Background: an optimization exercise with open tools, aiming at small area and a short achievable clock period. Do not read the settings as production practice. In this exercise RTL edits were held to simulation tests only and were not proved equivalent to the original. Treat power and IR drop as tool artefacts here; the default activity estimate runs too high for this design.

### Static IR drop

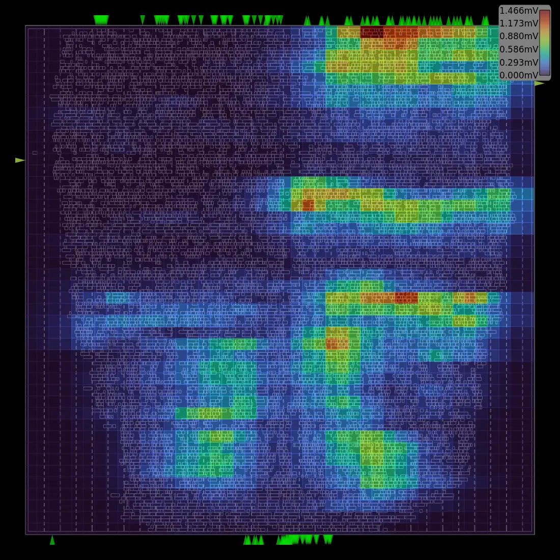
### Routing congestion

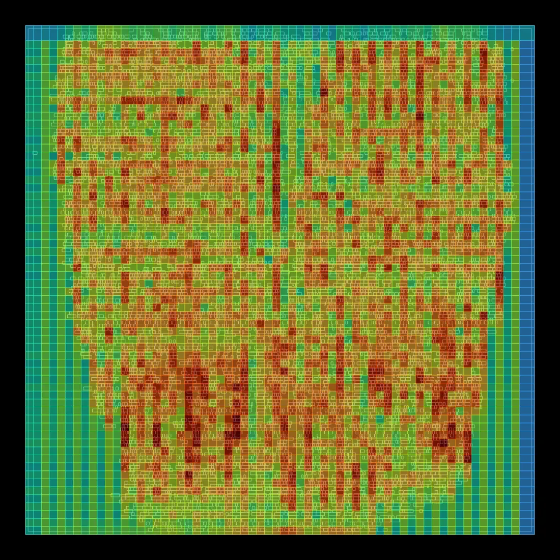
### Wires at chosen ports, followed through buffers

Scale bar: 100 um.
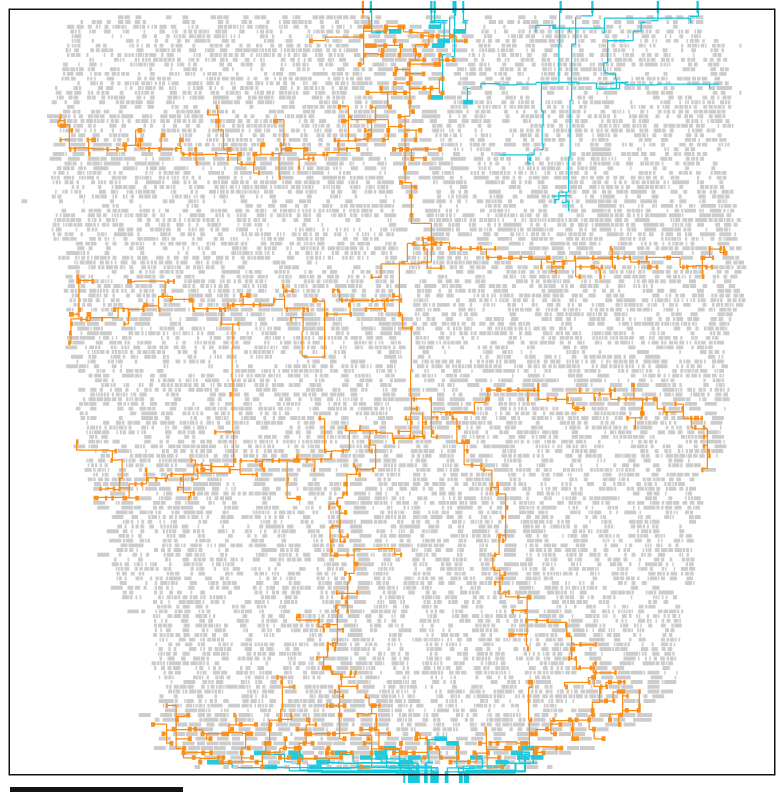
### Register map, names as in the netlist

Scale bar: 100 um. Other sequential cells in the stronger grey, the rest of the logic in the fainter grey.
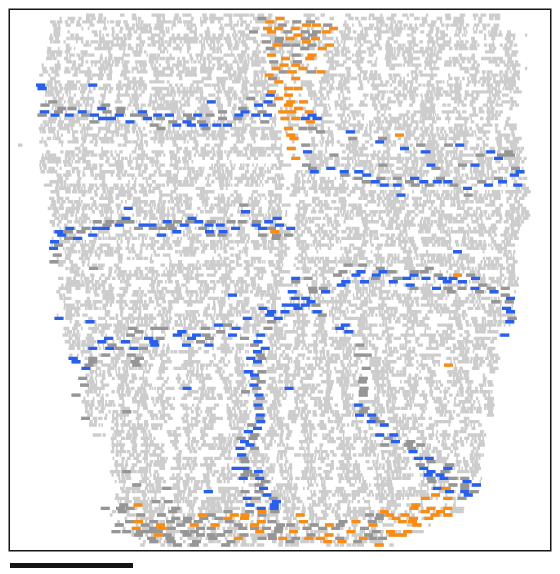
### M1 wires

Scale bar: 100 um. Supply wires on this layer in grey.
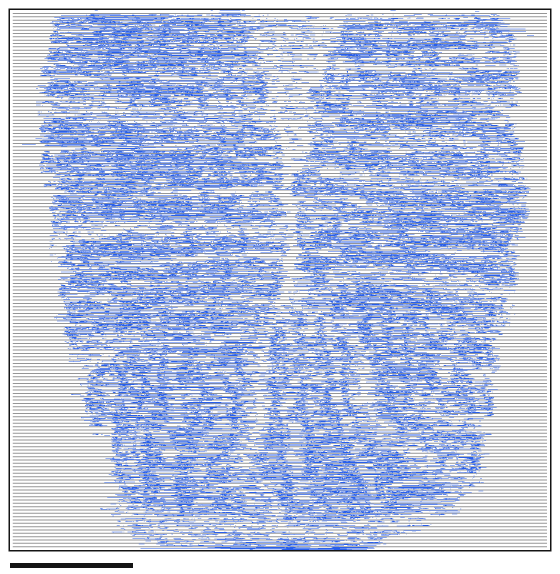
===== flow/run.sh =====
#!/bin/bash
# synth_recipe.tcl (not shown) runs the flow's synth.tcl, then flattens the netlist and writes it again
# the make line also repeats each setting of config.mk as NAME=value (left out here)
make -C /OpenROAD-flow-scripts/flow DESIGN_CONFIG=/design/flow/config.mk WORK_HOME=/design/flow/orfs CLKGATE_MAP_FILE= SYNTH_SCRIPT=/design/flow/synth_recipe.tcl finish

===== flow/config.mk =====
export PLATFORM = sky130hd
export DESIGN_NAME = pipeline_division
export DESIGN_NICKNAME = pipeline_division
export VERILOG_FILES = /design/flow/design.v
export SDC_FILE = /design/flow/constraint.sdc
export NUM_CORES = 4
export LEC_CHECK = 0
export CAP_MARGIN = 20
export CORE_MARGIN = 2
export CORE_UTILIZATION = 40
export SLEW_MARGIN = 20

===== flow/constraint.sdc =====
create_clock -name core_clock -period 16.0 [get_ports {clk}]
set_input_delay 3.2000 -clock core_clock [delete_from_list [all_inputs] [get_ports {clk}]]
set_output_delay 3.2000 -clock core_clock [all_outputs]
set_load 0.01 [all_outputs]

===== flow/design.v =====
module division #(
    parameter WIDTH      = 32,
    parameter ITER_BEGIN = 0,
    parameter ITER_END   = 32
) (
    input  [WIDTH-1:0] dividend,
    input  [WIDTH-1:0] divisor,
    input  [WIDTH:0]   r_i,
    input  [WIDTH-1:0] q_i,
    output  [WIDTH:0]   r_o,
    output  [WIDTH-1:0] q_o
);
    reg [WIDTH:0]   r;     
    reg [WIDTH-1:0] q;     
    parameter HIGHEST_BIT = WIDTH - 1;
    always @(*) begin
        integer i;
        r = r_i;
        q = q_i;
        for (i = ITER_BEGIN; i < ITER_END; i = i + 1) begin
            r = (r << 1) | ((dividend >> (HIGHEST_BIT - i)) & 1'b1);
            if (r >= divisor) begin
                r = r - divisor;
                q[HIGHEST_BIT - i] = 1'b1;   
            end else begin
                q[HIGHEST_BIT - i] = 1'b0;
            end
        end
    end
    assign r_o = r;
    assign q_o = q;
endmodule
module pipeline_division #(
    parameter WIDTH = 32,
    parameter CYCLE = 8
) (
    input  clk,
    input  reset,
    input  [WIDTH-1:0] dividend,
    input  [WIDTH-1:0] divisor,
    output [WIDTH-1:0] quotient,
    output [WIDTH-1:0] remainder
);
    parameter num_div = WIDTH / CYCLE;
    parameter res_div = WIDTH - CYCLE * num_div;
    reg [WIDTH-1:0] q_i[0:CYCLE-1];              
    reg [WIDTH:0]   r_i[0:CYCLE-1];              
    wire [WIDTH-1:0] q_o[0:CYCLE-1];
    wire [WIDTH:0]   r_o[0:CYCLE-1];
    reg [WIDTH-1:0] dividend_reg[0:CYCLE-1];    
    reg [WIDTH-1:0] divisor_reg [0:CYCLE-1];
    genvar i; 
    always @(*) begin
        dividend_reg[0] = dividend;
        divisor_reg[0] = divisor;
        q_i[0] = 0;
        r_i[0] = 0;
    end
    generate
        for (i = 1; i < CYCLE; i++) begin
            always @(posedge clk) begin
                if (reset) begin
                    q_i[i] <= 0;
                    r_i[i] <= 0;
                    dividend_reg[i] <= 0;
                    divisor_reg[i]  <= 0;
                end
                else begin              
                    q_i[i] <= q_o[i-1];            
                    r_i[i] <= r_o[i-1];            
                    dividend_reg[i] <= dividend_reg[i-1];        
                    divisor_reg[i]  <= divisor_reg[i-1];         
                end
            end
        end
    endgenerate
    generate
        for (i = 0; i < CYCLE; i++) begin
            division #(
                .WIDTH(WIDTH),
                .ITER_BEGIN(i * num_div),
                .ITER_END((i + 1) * num_div)
            ) u0 (
                .dividend(dividend_reg[i]),
                .divisor(divisor_reg[i]),
                .q_i(q_i[i]),
                .r_i(r_i[i]),
                .q_o(q_o[i]),
                .r_o(r_o[i])
            );
        end
    endgenerate
    assign quotient  = q_o[CYCLE-1];
    assign remainder = r_o[CYCLE-1][WIDTH-1:0];
endmodule

==> impl_summary.log <==
[metrics] status: complete, no violations
[metrics] max cap viols: 0
[metrics] Die H: 441 um
[metrics] Hold Crit Start: q_i[2][26]$_SDFF_PP0_
[metrics] root buffer cell: sky130_fd_sc_hd__clkbuf_16
[metrics] post-detailed-route DRC marker count: 0
[metrics] Critical R2R Launch: divisor_reg[4][1]$_SDFF_PP0_
[metrics] Data arrival, critical path: ~12 ns
[metrics] Endpoint, Worst Hold: q_i[3][26]$_SDFF_PP0_
[metrics] sinks on the clock net: ~670
[metrics] start point of the critical path: divisor_reg[7][10]$_SDFF_PP0_
[metrics] Die X: ~440 um
[metrics] worst slack, placed: 0.0394 ns
[metrics] Post-Route Skew: approximately 0.055 ns
[metrics] non-clock buffer instance count of the final layout: 707
[metrics] diode insertion count for antenna repair: 6
[metrics] endpoint of the most critical register-to-register path: r_i[5][4]$_SDFF_PP0_
[metrics] Filler Cells Inserted: between 15000 and 20000
[metrics] register-to-register setup slack: 0.82 ns
[metrics] vias in the first global route: 69400
[metrics] Max Clk Rate: 64.9 MHz
[metrics] multi-input logic portion of the cell area: 68.4%
[metrics] number of design-rule violations left by the first detailed-router iteration: 5725
[metrics] Synth area leader: sky130_fd_sc_hd__dfxtp_1
[metrics] maximum number of pins on one net before global-route repair: 198
[metrics] worst-path fanout max: 6
[metrics] Non-clock buffering overhead: 6.80%
[metrics] Well-Tap Cells: 2511
[metrics] Hold-fix buffers, CTS: 0
[metrics] RePlAce Congestion: 0.969
[metrics] number of pins with negative max-slew slack in the final report: 0
[metrics] # setup viols final: 0
[metrics] final instance count without filler cells: 12900
[metrics] number of stages on the worst hold path: 1
[metrics] detailed placement HPWL: 205000 um
[metrics] Core ar.: 190000 um^2
[metrics] effective utilization at floorplan: 40.2%
[metrics] share of synthesized area occupied by flip-flops and latches: between 15 and 20%
[metrics] Worst setup endpoint: remainder[11]
[metrics] TritonCTS clock tree: done
[metrics] number of levels in the clock H-tree: 3
[metrics] Syn Inst Count: 9846
[metrics] remaining antenna violation count after routing: 0
[metrics] commonest non-fill, non-tap cell in the layout: sky130_fd_sc_hd__ha_1
[metrics] Cell Rows: 160
[metrics] most numerous cell in the Yosys netlist: sky130_fd_sc_hd__ha_1
[metrics] Synth area leaders: sky130_fd_sc_hd__dfxtp_1 (18%), sky130_fd_sc_hd__ha_1 (16%), sky130_fd_sc_hd__xnor2_1 (6.1%)
[metrics] slew at the pin closest to its max-slew limit: 1.05 ns
[metrics] CTS buffer count: 78
[metrics] shortest period the worst path allows: 15.42 ns
[metrics] deepest clock path buffer count: 3
[metrics] fraction of registers with async set/reset: 0%
[metrics] cell type of the slowest stage on the worst timing path: sky130_fd_sc_hd__a2111oi_4
[metrics] worst min path class: reg -> reg
[metrics] stage delay of the slowest cell on the critical path: between 0.4 and 0.5 ns
[metrics] first-pass iteration count of the detailed router: 8
[metrics] ClkCell Share: 3.25%
[metrics] count of clock buffers in the final design: 104
[metrics] Area after DPL: 84100 um^2
[metrics] Worst R2R Path Depth: between 50 and 60
[metrics] final sum of negative setup slack: 0 ns
[metrics] mean instance size in the synthesized netlist: 7.75 um^2
[metrics] cell area after layout: just under 90000 um^2
[metrics] cell class contributing the biggest share of worst-path delay: compound AO/OA/AOI/OAI gates
[metrics] share of layout cells above drive strength 1: between 10% and 20%
[metrics] kind of start point of the critical path: flop
[metrics] wire length per cell after detailed routing: 19.2 um
[metrics] Vias per Instance: about 5.7
[metrics] setup ws final: 0.580 ns
[metrics] number of warning messages in the yosys log: 17
[metrics] number of nets in the layout: between 10000 and 15000
[metrics] number of multi-input combinational cells in the layout: between 8000 and 9000
[metrics] Synth-to-Final Area Change: 14.9%
[metrics] number of enable flip-flop cells after synthesis: 0
[metrics] Total Die Area: between 150000 and 200000 um^2
[metrics] Critical Path Stages: 61
[metrics] worst-case headroom to the max-slew limit: 30.3%
[metrics] cell type taking the most area: multi-input gates
[metrics] invs w/o clock: 616
[metrics] commonest cells after routing, fill and taps aside: sky130_fd_sc_hd__ha_1 (990), sky130_fd_sc_hd__nor2_1 (977), sky130_fd_sc_hd__a21oi_1 (837)
[metrics] crit end category: output pin
[metrics] synthesized area: between 70000 and 80000 um^2
[metrics] Clock Pin Slew Worst Setup and Hold Paths: 0.07 ns
[metrics] count of flip-flops and latches: between 600 and 700
[metrics] period utilization: 96.4%
[metrics] top-area cell type share of the netlist area: 17.6%
[metrics] most common library cells after synthesis: sky130_fd_sc_hd__ha_1 (994), sky130_fd_sc_hd__nor2_1 (981), sky130_fd_sc_hd__a21oi_1 (855)
[metrics] worst hold slack: 0.423 ns
[metrics] number of nets in the synthesized netlist: 10900
[metrics] worst endpoint required time: between 10 and 15 ns
[metrics] buffering stage count on the worst path with inverters included: 14
[metrics] prevailing post-synth register cell: sky130_fd_sc_hd__dfxtp_1
[metrics] classification of the worst setup path: reg -> out
[metrics] synthesis-stage register bit count: 672
[metrics] hold violation count in the final report: 0
[metrics] first-pass GRT wire length: 383000 um
[metrics] remaining global-route overflow: 0
Notes on 'Static IR drop' above:

Notes on 'Routing congestion' above:
met3 Use GR: 2.63%
overall track demand over capacity in global routing: 24.5%
Finished Core Util: 46.2%
GRT met2 Usage: 39.6%
GR met1 Demand/Resource: 33.6%

Notes on 'Wires at chosen ports, followed through buffers' above:
[reset] orange | bits: 1 | direction: input | end cells: 656 | buffers: 7 | wire: 5130 um
[quotient] cyan | bits: 32 | direction: output | end cells: 32 | buffers: 37 | wire: 1920 um
top-level port count: 130
number of port buffers: 129

Notes on 'Register map, names as in the netlist' above:
[divisor_reg] blue | sequential cells: 224 | where: all over the die
[dividend_reg] orange | sequential cells: 112
sequential cell area share: 15.4%
total area of sequential cells: 13500 um^2

Notes on 'M1 wires' above:
share of all routed wire: 47%
nets with wire on the layer: 11097
routed vias: 73500
wire length after detailed routing: 248000 um

==> per-layer routing <==
layer,vias to the layer above,GRT usage (%),part of all wire (%)
met4,2,8.85,3.4
li1,36700,-,-
met3,354,2.63,5.4
met1,34500,33.6,47
met2,1936,39.6,45
met5,-,0,0.0052
==> timing repair <==
item / in CTS / in global routing
setup buffers: 6 / 18
resized for setup: 44 / 110
cloned: 2 / 3
endpoints found under the setup margin: 33 / 141
pin swaps: 19 / 47
endpoints found under the hold margin: 0 / 0
==> metrics by stage <==
step                      util, %
after floorplan                 -
after global placement       44.3
after detailed placement     44.3
after CTS                    45.9
after global routing         46.2
final                        46.2
==> cell families after synthesis <==
kind of cell / after synthesis / share of synthesized area, %
AO/OA/AOI/OAI: 2995 / 25.5
XOR/XNOR: 818 / 9.39
adder cells (fa/ha/maj): 1025 / 17.1
buffers and inverters: 888 / 4.51
flip-flops: 672 / 17.6
multiplexers: 540 / 7.59
AND/OR/NAND/NOR: 2908 / 18.2

==> separate check: timing with driven ports <==
The flow's constraints put no driver on any port. The routed layout listed below was extracted and timed again, unchanged, in two steps.
Step 1: set_driving_cell puts a clkbuf_16 on clk and a buf_2 on each other input, an assumption about the parent block.
Step 2 adds t to the input delays and takes it off the output delays; t is the mean of the earliest and latest rising clock arrival at the registers after step 1. Input paths then give back, and output paths get back, about the clock's delay inside the block.
Three values: ideal ports, drivers, drivers and shift; two values: the first two.
t, ns: 0.801
slack for setup (ns): 0.580 / 0.493 / 0.715
worst setup path at the end: input to register
cell pins on the clock port's net: 1
After both steps setup and hold are still met in this run. For this run, drivers alone change the setup slack by -0.087 ns; drivers and shift together by +0.135 ns.
